What follows belongs to an exercise in optimizing a design on an open flow for small area and few clock cycles per item; a production flow would make more cautious choices. Only simulation tests tie the RTL to the original design; equivalence was not proved. Power is estimated from default activity; no workload was simulated.

==> flow/run.sh <==
#!/bin/bash
# synth_recipe.tcl (not shown) runs the flow's synth.tcl, then flattens the netlist and writes it again
# the make line also repeats each setting of config.mk as NAME=value (left out here)
make -C /OpenROAD-flow-scripts/flow DESIGN_CONFIG=/design/flow/config.mk WORK_HOME=/design/flow/orfs CLKGATE_MAP_FILE= SYNTH_SCRIPT=/design/flow/synth_recipe.tcl finish
==> flow/config.mk <==
export PLATFORM = sky130hd
export DESIGN_NAME = pipelined_bpfcpu
export DESIGN_NICKNAME = pipelined_bpfcpu
export VERILOG_FILES = /design/flow/design.v
export SDC_FILE = /design/flow/constraint.sdc
export NUM_CORES = 4
export LEC_CHECK = 0
export CAP_MARGIN = 20
export CORE_MARGIN = 2
export CORE_UTILIZATION = 40
export SLEW_MARGIN = 20
==> flow/constraint.sdc <==
create_clock -name core_clock -period 5.5 [get_ports {clk}]
set_input_delay 1.1000 -clock core_clock [delete_from_list [all_inputs] [get_ports {clk}]]
set_output_delay 1.1000 -clock core_clock [all_outputs]
set_load 0.01 [all_outputs]
==> flow/design.v <==
`timescale 1ns / 1ps
module fetch_stage0(
	input wire clk,
	input wire rst,
	input wire stage1_stalled,
	input wire stage1_PC_en,
	input wire stage2_PC_en,
	output wire inst_mem_rd_en,
	output wire [1:0] PC_sel,
	output wire PC_en,
	output reg valid
);
wire good2go = ~(stage1_stalled || stage1_PC_en || stage2_PC_en);
assign inst_mem_rd_en = good2go && !rst;
assign PC_sel = (good2go) ? 2'b00 : 2'b0;
assign PC_en = good2go;
wire valid_n;
assign valid_n = good2go || (valid && stage1_stalled);
always @(posedge clk) begin
	if (rst) begin
		valid <= 0;
	end else begin
		valid <= valid_n;
	end
end
endmodule
`timescale 1ns / 1ps
module decode_compute1_stage1(
	input wire clk,
	input wire rst,
	input wire A_en_stall_sig,
	input wire X_en_stall_sig,
	input wire valid_in,
	input wire [15:0] opcode,
	input wire imm_lsb_is_zero,
	output wire B_sel,
	output wire addr_sel,
	output wire accept,
	output wire reject,
	output wire [3:0] ALU_sel_decoded,
	output wire [2:0] jmp_type,  
	output wire PC_en_decoded, 
	output reg packet_mem_rd_en_decoded, 
	output wire [1:0] transfer_sz_decoded,
	output wire regfile_sel_decoded, 
	output wire regfile_wr_en_decoded,
	output reg [2:0] A_sel_decoded, 
	output reg A_en_decoded, 
	output reg [2:0] X_sel_decoded, 
	output reg X_en_decoded,
	output wire stage1_stalled,
	output wire PC_en_gated,  
	output wire valid
);
wire [2:0] opcode_class;
assign opcode_class = opcode[2:0];
wire [2:0] addr_type;
assign addr_type = opcode[7:5];
wire [2:0] jmp_type_internal;
assign jmp_type_internal = opcode[6:4];
wire [4:0] miscop;
assign miscop = opcode[7:3];
wire [1:0] retval;
assign retval = opcode[4:3];
wire miscop_is_zero;
assign miscop_is_zero = (miscop == 2'b00);
wire is_TAX_instruction;
assign is_TAX_instruction = (opcode_class == 3'b111) && (miscop_is_zero);
wire is_TXA_instruction;
assign is_TXA_instruction = (opcode_class == 3'b111) && (!miscop_is_zero);
wire is_RETA_instruction;
assign is_RETA_instruction = (opcode_class == 3'b110) && (retval == 2'b10);
wire is_RETX_instruction;
assign is_RETX_instruction = (opcode_class == 3'b110) && (retval == 2'b01);
wire is_RETIMM_instruction;
assign is_RETIMM_instruction = (opcode_class == 3'b110 && retval == 2'b00);
wire we_read_A; 
assign we_read_A = (opcode_class == 3'b100) || (opcode_class == 3'b101) || (opcode_class == 3'b010) || (is_RETA_instruction) || (is_TAX_instruction);
wire we_read_X;
assign we_read_X = ((opcode_class == 3'b000 || opcode_class == 3'b001) && addr_type == 3'b010) || (opcode_class == 3'b011) || (is_RETX_instruction) || (is_TXA_instruction) || (((opcode_class == 3'b100) || (opcode_class == 3'b101)) && (opcode[3] == 1'b1));
assign stage1_stalled = (we_read_A && A_en_stall_sig) || (we_read_X && X_en_stall_sig);
assign valid = valid_in && !stage1_stalled;
assign B_sel = opcode[3];
assign addr_sel = (addr_type == 3'b010) ? 1'b1 : 1'b0;
assign accept = !imm_lsb_is_zero && is_RETIMM_instruction && valid_in;
assign reject = imm_lsb_is_zero && is_RETIMM_instruction && valid_in;
assign ALU_sel_decoded = opcode[7:4];
assign jmp_type = jmp_type_internal;  
assign transfer_sz_decoded = opcode[4:3]; 
assign PC_en_decoded = (opcode_class == 3'b101);
always @(*) begin
	if ((opcode_class == 3'b000) && (addr_type == 3'b001 || addr_type == 3'b010)) begin
		packet_mem_rd_en_decoded <= 1;
	end else if ((opcode_class == 3'b001) && (addr_type == 3'b001 || addr_type == 3'b010 || addr_type == 3'b101)) begin
		packet_mem_rd_en_decoded <= 1;
	end else begin
		packet_mem_rd_en_decoded <= 0;
	end
end
assign regfile_sel_decoded = (opcode_class == 3'b011) ? 1'b1 : 1'b0;
assign regfile_wr_en_decoded = (opcode_class == 3'b010 || opcode_class == 3'b011);
assign PC_en_gated = PC_en_decoded && valid;
always @(*) begin
	if (opcode_class == 3'b000) begin
		A_en_decoded <= 1;
		case (addr_type)
			3'b001, 3'b010:
				A_sel_decoded <= 3'b001;
			3'b000:
				A_sel_decoded <= 3'b000;
			3'b011:
				A_sel_decoded <= 3'b011;
			3'b100:
				A_sel_decoded <= 3'b100;
			default:
				A_sel_decoded <= 0;  
		endcase
	end else if (opcode_class == 3'b100) begin
		A_en_decoded <= 1;
		A_sel_decoded <= 3'b110;
	end else if (is_TXA_instruction) begin
		A_en_decoded <= 1;
		A_sel_decoded <= 3'b111;
	end else begin
		A_en_decoded <= 0;
		A_sel_decoded <= 0;  
	end
	if (opcode_class == 3'b001) begin
		X_en_decoded <= 1;
		case (addr_type)
			3'b001, 3'b010:
				X_sel_decoded <= 3'b001;
			3'b000:
				X_sel_decoded <= 3'b000;
			3'b011:
				X_sel_decoded <= 3'b011;
			3'b100:
				X_sel_decoded <= 3'b100;
			3'b101:
				X_sel_decoded <= 3'b101;
			default:
				X_sel_decoded <= 0;  
		endcase
	end else if (is_TAX_instruction) begin 
		X_en_decoded <= 1;
		X_sel_decoded <= 3'b111;
	end else begin
		X_en_decoded <= 0;
		X_sel_decoded <= 0;  
	end
end
endmodule
`timescale 1ns / 1ps
module compute2_stage2(
	input clk,
	input rst,
	input wire eq,
	input wire gt,
	input wire ge,
	input wire set,
	input wire [3:0] ALU_sel_in,
	input wire [2:0] jmp_type,  
	input wire PC_en_in, 
	input wire packet_mem_rd_en_in, 
	input wire [1:0] transfer_sz_in,
	input wire regfile_sel_in, 
	input wire regfile_wr_en_in,
	input wire valid_in,
	input wire [2:0] A_sel_in,
	input wire A_en_in,
	input wire [2:0] X_sel_in,
	input wire X_en_in,
	output reg [3:0] ALU_sel,
	output reg [1:0] PC_sel, 
	output reg PC_en, 
	output reg packet_mem_rd_en, 
	output reg [1:0] transfer_sz,
	output reg regfile_sel, 
	output reg regfile_wr_en,
	output reg valid,
	output reg [2:0] A_sel_decoded, 
	output reg A_en_decoded, 
	output reg [2:0] X_sel_decoded, 
	output reg X_en_decoded
);
always @(posedge clk) begin
	ALU_sel <= ALU_sel_in;
	PC_en <= valid_in && PC_en_in;
	packet_mem_rd_en <= valid_in && packet_mem_rd_en_in;
	transfer_sz <= transfer_sz_in;
	regfile_sel <= regfile_sel_in;
	regfile_wr_en <= valid_in && regfile_wr_en_in;
end
always @(*) begin
	if (PC_en) begin
		if (jmp_type == 3'b000) begin
			PC_sel <= 2'b11;
		end else if (  
			(jmp_type == 3'b001 && eq) ||
			(jmp_type == 3'b010 && gt) ||
			(jmp_type == 3'b011 && ge) ||
			(jmp_type == 3'b100 && set)
		) begin
			PC_sel <= 2'b01;
		end else begin
			PC_sel <= 2'b10;
		end
	end else begin
		PC_sel <= 0;  
	end
end
always @(posedge clk) begin
	A_sel_decoded <= A_sel_in;
	A_en_decoded <= valid_in && A_en_in;
	X_sel_decoded <= X_sel_in;
	X_en_decoded <= valid_in && X_en_in;
	valid <= valid_in;
end
endmodule
module idle_stage2_point_5(
	input wire clk,
	input wire rst,
	input wire [2:0] A_sel_in,
	input wire A_en_in,
	input wire [2:0] X_sel_in,
	input wire X_en_in,
	input wire valid_in,
	output reg [2:0] A_sel,
	output reg A_en,
	output reg [2:0] X_sel,
	output reg X_en,
	output reg valid
);
always @(posedge clk) begin
	A_sel <= A_sel_in;
	A_en <= valid_in && A_en_in;
	X_sel <= X_sel_in;
	X_en <= valid_in && X_en_in;
	valid <= valid_in;
end
endmodule
`timescale 1ns / 1ps
module writeback_stage3(
	input wire clk,
	input wire rst,
	input wire [2:0] A_sel_in,
	input wire A_en_in,
	input wire [2:0] X_sel_in,
	input wire X_en_in,
	input wire valid_in,
	output reg [2:0] A_sel,
	output reg A_en,
	output reg [2:0] X_sel,
	output reg X_en
);
always @(posedge clk) begin
	A_sel <= A_sel_in;
	A_en <= valid_in && A_en_in;
	X_sel <= X_sel_in;
	X_en <= valid_in && X_en_in;
end
endmodule
`timescale 1ns / 1ps
module pipelined_bpfvm_ctrl # (
	parameter PESSIMISTIC = 0
)(
    input wire rst,
    input wire clk,
    output wire [2:0] A_sel,
    output wire [2:0] X_sel,
    output wire [1:0] PC_sel,
    output wire addr_sel,
    output wire A_en,
    output wire X_en,
    output wire PC_en,
    output wire B_sel,
    output wire [3:0] ALU_sel,
    output wire regfile_wr_en,
    output wire regfile_sel,
    input wire [15:0] opcode,
    input wire set,
    input wire eq,
    input wire gt,
    input wire ge,
    output wire packet_mem_rd_en,
    output wire inst_mem_rd_en,
    output wire [1:0] transfer_sz,  
    input wire A_is_zero,
    input wire X_is_zero,
    input wire imm_lsb_is_zero,
    output wire accept,
    output wire reject
);
wire [1:0] PC_sel_stage0;
wire PC_en_stage0;
wire valid_stage0;
wire [3:0] ALU_sel_stage1;
wire [2:0] jmp_type;  
wire PC_en_stage1; 
wire packet_mem_rd_en_stage1; 
wire [1:0] transfer_sz_stage1;
wire regfile_sel_stage1; 
wire regfile_wr_en_stage1;
wire [2:0] A_sel_stage1; 
wire A_en_stage1; 
wire [2:0] X_sel_stage1;
wire X_en_stage1;
wire stage1_stalled;
wire PC_en_stage1_gated;
wire valid_stage1;
wire [1:0] PC_sel_stage2;
wire PC_en_stage2;
wire [2:0] A_sel_stage2;
wire A_en_stage2;
wire [2:0] X_sel_stage2;
wire X_en_stage2;
wire valid_stage2;
wire A_en_stall_sig;  
wire X_en_stall_sig;  
fetch_stage0 stage0(
		.clk(clk),
		.rst(rst),
		.stage1_stalled(stage1_stalled),
		.stage1_PC_en(PC_en_stage1_gated),
		.stage2_PC_en(PC_en_stage2),
		.inst_mem_rd_en(inst_mem_rd_en),
		.PC_sel(PC_sel_stage0),
		.PC_en(PC_en_stage0),
		.valid(valid_stage0)
);
decode_compute1_stage1 stage1(
	.clk(clk),
	.rst(rst),
	.A_en_stall_sig(A_en_stall_sig),
	.X_en_stall_sig(X_en_stall_sig),
	.valid_in(valid_stage0),
	.opcode(opcode),
	.imm_lsb_is_zero(imm_lsb_is_zero),
	.B_sel(B_sel),
	.addr_sel(addr_sel),
	.accept(accept),
	.reject(reject),
	.ALU_sel_decoded(ALU_sel_stage1),
	.jmp_type(jmp_type),  
	.PC_en_decoded(PC_en_stage1), 
	.packet_mem_rd_en_decoded(packet_mem_rd_en_stage1), 
	.transfer_sz_decoded(transfer_sz_stage1),
	.regfile_sel_decoded(regfile_sel_stage1), 
	.regfile_wr_en_decoded(regfile_wr_en_stage1),
	.A_sel_decoded(A_sel_stage1), 
	.A_en_decoded(A_en_stage1), 
	.X_sel_decoded(X_sel_stage1), 
	.X_en_decoded(X_en_stage1),
	.stage1_stalled(stage1_stalled),
	.PC_en_gated(PC_en_stage1_gated),
	.valid(valid_stage1)
);
compute2_stage2 stage2 (
	.clk(clk),
	.rst(rst),
	.eq(eq),
	.gt(gt),
	.ge(ge),
	.set(set),
	.ALU_sel_in(ALU_sel_stage1),
	.jmp_type(jmp_type),  
	.PC_en_in(PC_en_stage1), 
	.packet_mem_rd_en_in(packet_mem_rd_en_stage1), 
	.transfer_sz_in(transfer_sz_stage1),
	.regfile_sel_in(regfile_sel_stage1), 
	.regfile_wr_en_in(regfile_wr_en_stage1),
	.valid_in(valid_stage1),
	.A_sel_in(A_sel_stage1),
	.A_en_in(A_en_stage1),
	.X_sel_in(X_sel_stage1),
	.X_en_in(X_en_stage1),
	.ALU_sel(ALU_sel),
	.PC_sel(PC_sel_stage2), 
	.PC_en(PC_en_stage2), 
	.packet_mem_rd_en(packet_mem_rd_en), 
	.transfer_sz(transfer_sz),
	.regfile_sel(regfile_sel), 
	.regfile_wr_en(regfile_wr_en),
	.valid(valid_stage2),
	.A_sel_decoded(A_sel_stage2), 
	.A_en_decoded(A_en_stage2), 
	.X_sel_decoded(X_sel_stage2), 
	.X_en_decoded(X_en_stage2)
);
generate
if (PESSIMISTIC) begin
	wire [1:0] PC_sel_stage2_point_5;
	wire PC_en_stage2_point_5;
	wire [2:0] A_sel_stage2_point_5;
	wire A_en_stage2_point_5;
	wire [2:0] X_sel_stage2_point_5;
	wire X_en_stage2_point_5;
	wire valid_stage2_point_5;
	idle_stage2_point_5 idle_stage (
		.clk(clk),
		.rst(rst),
		.A_sel_in(A_sel_stage2),
		.A_en_in(A_en_stage2),
		.X_sel_in(X_sel_stage2),
		.X_en_in(X_en_stage2),
		.valid_in(valid_stage2),
		.A_sel(A_sel_stage2_point_5),
		.A_en(A_en_stage2_point_5),
		.X_sel(X_sel_stage2_point_5),
		.X_en(X_en_stage2_point_5),
		.valid(valid_stage2_point_5)
	);
	writeback_stage3 stage3 (
		.clk(clk),
		.rst(rst),
		.A_sel_in(A_sel_stage2_point_5),
		.A_en_in(A_en_stage2_point_5),
		.X_sel_in(X_sel_stage2_point_5),
		.X_en_in(X_en_stage2_point_5),
		.valid_in(valid_stage2_point_5),
		.A_sel(A_sel),
		.A_en(A_en),
		.X_sel(X_sel),
		.X_en(X_en)
	);
	assign A_en_stall_sig = (A_en_stage2) || (A_en_stage2_point_5) || A_en;
	assign X_en_stall_sig = (X_en_stage2) || (X_en_stage2_point_5) || X_en;
end
else begin
	writeback_stage3 stage3 (
		.clk(clk),
		.rst(rst),
		.A_sel_in(A_sel_stage2),
		.A_en_in(A_en_stage2),
		.X_sel_in(X_sel_stage2),
		.X_en_in(X_en_stage2),
		.valid_in(valid_stage2),
		.A_sel(A_sel),
		.A_en(A_en),
		.X_sel(X_sel),
		.X_en(X_en)
	);
	assign A_en_stall_sig = (A_en_stage2) || A_en;
	assign X_en_stall_sig = (X_en_stage2) || X_en;
end
endgenerate
assign PC_sel = PC_sel_stage0 | PC_sel_stage2;
assign PC_en = PC_en_stage0 | PC_en_stage2;
endmodule
`timescale 1ns / 1ps
module pipelined_alu # (
	parameter PESSIMISTIC = 0
)(
	input wire clk,
    input wire [31:0] A,
    input wire [31:0] B,
    input wire [3:0] ALU_sel,
    output wire [31:0] ALU_out,
    output wire set,
    output wire eq,
    output wire gt,
    output wire ge
);
reg [31:0] add_r;
always @(posedge clk) add_r <= A + B;
reg [31:0] sub_r;
always @(posedge clk) sub_r <= A - B;
reg [31:0] or_r;
always @(posedge clk) or_r <= A | B;
reg [31:0] and_r;
always @(posedge clk) and_r <= A & B;
reg [31:0] lsh_r;
always @(posedge clk) lsh_r <= A << B;
reg [31:0] rsh_r;
always @(posedge clk) rsh_r <= A >> B;
reg [31:0] not_r;
always @(posedge clk) not_r <= ~A;
reg [31:0] xor_r;
always @(posedge clk) xor_r <= A ^ B;
reg [31:0] ALU_out_r;
always @(posedge clk) begin
    case (ALU_sel)
        4'h0:
            ALU_out_r <= add_r;
        4'h1:
            ALU_out_r <= sub_r;
        4'h2:
            ALU_out_r <= 32'hCAFEDEAD;  
        4'h3:
            ALU_out_r <= 32'hDEADBEEF;  
        4'h4:
            ALU_out_r <= or_r;
        4'h5:
            ALU_out_r <= and_r;
        4'h6:
            ALU_out_r <= lsh_r;  
        4'h7:
            ALU_out_r <= rsh_r;  
        4'h8:
            ALU_out_r <= not_r;
        4'h9:
            ALU_out_r <= 32'hBEEFCAFE;  
        4'hA:
            ALU_out_r <= xor_r;
        default:
            ALU_out_r <= 32'd0;
    endcase
end
assign ALU_out = ALU_out_r;
wire eq_internal, gt_internal, ge_internal, set_internal;
assign eq_internal = (A == B) ? 1'b1 : 1'b0;
assign gt_internal = (A > B) ? 1'b1 : 1'b0;
assign ge_internal = gt_internal | eq_internal;
assign set_internal = ((A & B) != 32'h00000000) ? 1'b1 : 1'b0;
reg eq_r, gt_r, ge_r, set_r;
always @(posedge clk) begin
	eq_r <= eq_internal;
	gt_r <= gt_internal;
	ge_r <= ge_internal;
	set_r <= set_internal;
end
assign eq = eq_r;
assign gt = gt_r;
assign ge = ge_r;
assign set = set_r;
endmodule
`timescale 1ns / 1ps
module regfile(
    input wire clk,
    input wire rst,
    input wire [3:0] addr,
    input wire [31:0] idata,
    input wire wr_en,
    output wire [31:0] odata
);
reg [31:0] scratch [0:15];
assign odata = scratch[addr];
always @(posedge clk) begin
	if (rst) begin
		scratch[0] <= 0;
		scratch[1] <= 0;
		scratch[2] <= 0;
		scratch[3] <= 0;
		scratch[4] <= 0;
		scratch[5] <= 0;
		scratch[6] <= 0;
		scratch[7] <= 0;
		scratch[8] <= 0;
		scratch[9] <= 0;
		scratch[10] <= 0;
		scratch[11] <= 0;
		scratch[12] <= 0;
		scratch[13] <= 0;
		scratch[14] <= 0;
		scratch[15] <= 0;
	end else if (wr_en == 1'b1) begin
        scratch[addr] <= idata;
    end
end
endmodule
`timescale 1ns / 1ps
module pipelined_bpfvm_datapath # (parameter
	CODE_ADDR_WIDTH = 10,
	CODE_DATA_WIDTH = 64,
	PACKET_BYTE_ADDR_WIDTH = 12,
	PESSIMISTIC = 0
)(
    input wire rst,
    input wire clk,
    input wire [2:0] A_sel,
    input wire [2:0] X_sel,
    input wire [1:0] PC_sel,
    input wire addr_sel,
    input wire A_en,
    input wire X_en,
    input wire PC_en,
    input wire PC_rst,
    input wire B_sel,
    input wire [3:0] ALU_sel,
    input wire [CODE_DATA_WIDTH-1:0] inst_mem_data,
    input wire [31:0] packet_data,  
    input wire [31:0] packet_len,  
    input wire regfile_wr_en,
    input wire regfile_sel,
    output wire [15:0] opcode,
    output wire set,
    output wire eq,
    output wire gt,
    output wire ge,
    output wire [PACKET_BYTE_ADDR_WIDTH-1:0] packet_addr,
    output reg [CODE_ADDR_WIDTH-1:0] PC,
    output wire A_is_zero,
    output wire X_is_zero,
    output wire imm_lsb_is_zero
);
reg [31:0] A, X;  
wire [31:0] B;  
wire [31:0] ALU_out;
wire [CODE_DATA_WIDTH-1:0] IR;   
assign IR = inst_mem_data;  
reg [CODE_ADDR_WIDTH-1:0] nextPC;  
wire [7:0] jt, jf;  
wire [31:0] imm;
assign opcode = IR[63:48];
assign jt = IR[47:40];
assign jf = IR[39:32];
assign imm = IR[31:0];
wire [31:0] imm1;
reg [31:0] imm2;  
wire [31:0] imm2_n;
reg [31:0] imm3;  
wire [31:0] imm3_n;
assign imm1 = imm;
assign imm2_n = imm1;
assign imm3_n = imm2;
always @(posedge clk) begin
	if (rst) begin
		imm2 <= 0;
		imm3 <= 0;
	end else begin
		imm2 <= imm2_n;
		imm3 <= imm3_n;
	end
end
wire [31:0] scratch_odata;
always @(posedge clk) begin
    if (A_en == 1'b1) begin
        case (A_sel)
            3'b000:
                A <= imm3;  
            3'b001:
                A <= packet_data;
            3'b010:
                A <= packet_data;  
            3'b011:
                A <= scratch_odata; 
            3'b100:
                A <= packet_len;
            3'b101:
                A <= {26'b0, imm3[3:0], 2'b0};  
            3'b110:
                A <= ALU_out;
            3'b111:  
                A <= X;
        endcase
    end
end
always @(posedge clk) begin
    if (X_en == 1'b1) begin
        case (X_sel)
            3'b000:
                X <= imm3;  
            3'b001:
                X <= packet_data;
            3'b010:
                X <= packet_data;  
            3'b011:
                X <= scratch_odata;
            3'b100:
                X <= packet_len;
            3'b101:
                X <= {26'b0, packet_data[3:0], 2'b0};
            3'b111:  
                X <= A;
            default:
                X <= 0;  
        endcase
    end
end
always @(posedge clk) begin
    if (PC_rst || rst) begin
        PC <= 0;
    end else if (PC_en == 1'b1) begin
        PC <= nextPC;
    end
end
always @(*) begin
    case (PC_sel)
        2'b00:
            nextPC <= PC + 1;
        2'b01:
            nextPC <= PC + jt;  
        2'b10:
            nextPC <= PC + jf; 
        2'b11:
            nextPC <= PC + imm2;  
    endcase
end
wire [PACKET_BYTE_ADDR_WIDTH-1:0] packet_addr_internal;
assign packet_addr_internal = (addr_sel == 1'b0) ? imm1 : (X+imm1);
reg [PACKET_BYTE_ADDR_WIDTH-1:0] packet_addr_r;  
always @(posedge clk) begin
	if (rst) packet_addr_r <= 0;
	else packet_addr_r <= packet_addr_internal;
end
assign packet_addr = packet_addr_r;
assign B = (B_sel == 1'b1) ? X : imm1;  
pipelined_alu # (
	.PESSIMISTIC(PESSIMISTIC)
) myalu (
	.clk(clk),
    .A(A),
    .B(B),
    .ALU_sel(ALU_sel),
    .ALU_out(ALU_out),
    .eq(eq),
    .gt(gt),
    .ge(ge),
    .set(set)
    );
wire [31:0] scratch_odata_internal;
wire [31:0] scratch_idata;
assign scratch_idata = (regfile_sel == 1'b1) ? X : A;
regfile scratchmem (
    .clk(clk),
    .rst(rst),
    .addr(imm2[3:0]),  
    .idata(scratch_idata),
    .odata(scratch_odata_internal),
    .wr_en(regfile_wr_en)
);
reg [31:0] scratch_odata_r;  
always @(posedge clk) begin
	if (rst) begin
		scratch_odata_r <= 0;
	end else begin
		scratch_odata_r <= scratch_odata_internal;
	end 
end
assign scratch_odata = scratch_odata_r;
assign A_is_zero = (A == 0);
assign X_is_zero = (X == 0);
assign imm_lsb_is_zero = ~imm1[0];  
endmodule
`timescale 1ns / 1ps
module pipelined_bpfcpu # (
    parameter CODE_ADDR_WIDTH = 10,  
    parameter PACKET_BYTE_ADDR_WIDTH = 12,  
    parameter SNOOP_FWD_ADDR_WIDTH = 9,
	parameter PESSIMISTIC = 0
)(
	input wire rst,
	input wire clk,
	input wire mem_ready,  
	input wire [(SNOOP_FWD_ADDR_WIDTH+1)-1:0] packet_len,  
	output wire packet_mem_rd_en,
	output wire inst_mem_rd_en,
	input wire [63:0] inst_mem_data,  
	input wire [31:0] packet_data,  
	output wire [PACKET_BYTE_ADDR_WIDTH-1:0] packet_addr,
	output wire [CODE_ADDR_WIDTH-1:0] inst_rd_addr,
	output wire [1:0] transfer_sz,
	output wire cpu_acc,
	output wire cpu_rej
);
wire [2:0] A_sel;  
wire [2:0] X_sel;  
wire [1:0] PC_sel;  
wire addr_sel;  
wire A_en;  
wire X_en;  
wire PC_en;  
wire B_sel;  
wire [3:0] ALU_sel;  
wire regfile_wr_en;  
wire regfile_sel;  
wire [15:0] opcode;  
wire set;  
wire eq;  
wire gt;  
wire ge;  
wire imm_lsb_is_zero;  
wire A_is_zero;  
wire X_is_zero;  
pipelined_bpfvm_ctrl # (
	.PESSIMISTIC(PESSIMISTIC)
) controller (	
	.rst(rst || !mem_ready || cpu_acc || cpu_rej),  
	.clk(clk),
	.A_sel(A_sel),
	.X_sel(X_sel),
	.PC_sel(PC_sel),
	.addr_sel(addr_sel),
	.A_en(A_en),
	.X_en(X_en),
	.PC_en(PC_en),
	.B_sel(B_sel),
	.ALU_sel(ALU_sel),
	.regfile_wr_en(regfile_wr_en),
	.regfile_sel(regfile_sel),
	.opcode(opcode),
	.set(set),
	.eq(eq),
	.gt(gt),
	.ge(ge),
	.packet_mem_rd_en(packet_mem_rd_en),
	.inst_mem_rd_en(inst_mem_rd_en),
	.transfer_sz(transfer_sz),
	.A_is_zero(A_is_zero),
	.imm_lsb_is_zero(imm_lsb_is_zero),
	.X_is_zero(X_is_zero),
	.accept(cpu_acc),
	.reject(cpu_rej)
);
pipelined_bpfvm_datapath # (
	.CODE_ADDR_WIDTH(CODE_ADDR_WIDTH),
	.PACKET_BYTE_ADDR_WIDTH(PACKET_BYTE_ADDR_WIDTH),
	.PESSIMISTIC(PESSIMISTIC)
) datapath (
	.rst(rst || !mem_ready), 
	.clk(clk),
	.A_sel(A_sel),
	.X_sel(X_sel),
	.PC_sel(PC_sel),
	.addr_sel(addr_sel),
	.A_en(A_en),
	.X_en(X_en),
	.PC_en(PC_en),
	.PC_rst(cpu_acc || cpu_rej),  
	.B_sel(B_sel),
	.ALU_sel(ALU_sel),
	.inst_mem_data(inst_mem_data),
	.packet_data(packet_data),
	.packet_len(packet_len),
	.regfile_wr_en(regfile_wr_en),
	.regfile_sel(regfile_sel),
	.opcode(opcode),
	.set(set),
	.eq(eq),
	.gt(gt),
	.ge(ge),
	.packet_addr(packet_addr),
	.PC(inst_rd_addr),
	.imm_lsb_is_zero(imm_lsb_is_zero),
	.X_is_zero(X_is_zero),
	.A_is_zero(A_is_zero)
);
endmodule
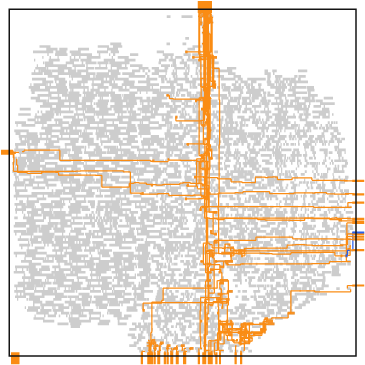
io_fan.png
Drawn at 1 px/um.
cpu_rej: drawn in blue, bits 1, direction output, edge east, end cells 1, buffers 1, wire 26.8 um. inst_mem_data: drawn in orange, bits 64, direction input, edge 36 south, 14 north, 11 east, 3 west, end cells 152, buffers 61, wire 7420 um.
top-level I/O count: 137
Port Buf Inserts: 128

==> run notes <==
The launch instance of the worst register-to-register path is datapath.A[0]. The met1 routed wirelength after detailed routing is approximately 64000 um. The xor/xnor cell area share of the yosys netlist came out at 1.37%.

The via count of the first global-routing pass came out at about 33000. The total iterations of the first detailed-routing run is 6. The count of antenna diodes in the layout is 5. The met2 wire length came out at 72900 um. The count of mapped cells out of synthesis is slightly above 4000. Leaving out fill and tap cells, the most frequent cell in the layout is sky130_fd_sc_hd__nor2_1. The setup path with the least slack is of type in -> out.

The estimated wirelength of the detail-placed design is 106000 um. In this run the mean area of a mapped cell was between 10 and 15 um2. The most used flip-flop cell after synthesis is sky130_fd_sc_hd__edfxtp_1. Once detail routing completed, the nets flagged for antenna violations numbered 0. After clock tree synthesis, the setup repair step added 0 buffers. The final cycle utilization of the critical path came out at 91.9%. The finished layout holds 5834 standard cells, fillers aside. The commonest cells after synthesis are sky130_fd_sc_hd__nor2_1 (824), sky130_fd_sc_hd__edfxtp_1 (576), sky130_fd_sc_hd__dfxtp_1 (435).

The die area came out at approximately 0.12 mm2. Fill cells in the final layout number 10700. The run finished with no timing, DRC or antenna violations. The clock root buffer master is sky130_fd_sc_hd__clkbuf_16.

The count of flip-flops and latches came out at 1011. Power comes to 17.3 mW. The areal power density over the cells came out at 322 mW/mm2. The portion of total power attributed to the clock network is 42.4%. Ranked by total cell area, the synthesized netlist is headed by sky130_fd_sc_hd__edfxtp_1 (37%), sky130_fd_sc_hd__dfxtp_1 (19%), sky130_fd_sc_hd__mux4_2 (7.9%), sky130_fd_sc_hd__nor2_1 (6.6%), sky130_fd_sc_hd__mux2i_1 (3.8%). The routability-driven placement congestion ratio came out at 0.955. The post-detailed-placement cell area came out at 0.0501 mm2. For the worst setup path, the data arrival time is 3960 ps. The post-synthesis cell type count came out at 88. The total count of max-transition violations in the final report is 0. The instance count along the most critical hold path came out at 0. In the final timing run, aggregate negative setup slack is 0 ps.
Testbench counts, summed over its fixed seeds: cycles 40,792, packets 2,048.
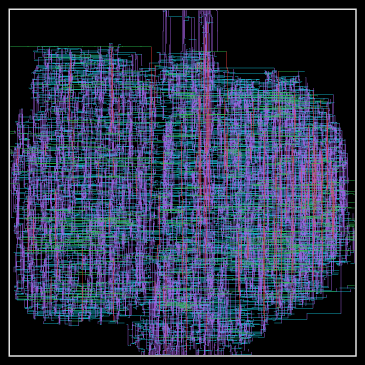
wires.png
Drawn at 1 px/um.
metal 1: drawn in cyan, wire length 64.3 mm. metal 2: drawn in purple, wire length 72.9 mm. metal 3: drawn in green, wire length 12600 um. metal 4: drawn in red, wire length 5230 um.
total routing usage reported by global routing: 25.5%
wire length after detailed routing: 155000 um
total via count after detailed routing: 33800
routed wirelength normalized by instance count: 26.6 um

## afterwards: timing with drivers on the ports
How much do the figures lean on ideal ports? The routed layout below was timed once more, with nothing changed but the port constraints. Step 1 (the two cells are an assumption about what drives the block):
set clk [get_ports {clk}]
set_driving_cell -lib_cell sky130_fd_sc_hd__clkbuf_16 $clk
set_driving_cell -lib_cell sky130_fd_sc_hd__buf_2 [delete_from_list [all_inputs] $clk]
Step 2 times the ports against the registers' clock, not the clock port: input delays grow and output delays shrink by t, the midpoint of the rising clock arrivals with the driver on. Three values: ideal, step 1, step 2; two values: the first two.
shift t [ns]: 0.754
setup WS [ns]: 0.443 / 0.419 / 0.314
hold slack, ns: 0.340 / 0.340 / 0.340
worst setup path after step 2: input to register
After both steps setup and hold are still met in this run. For this run, drivers alone change the setup slack by -0.024 ns; drivers and shift together by -0.129 ns.
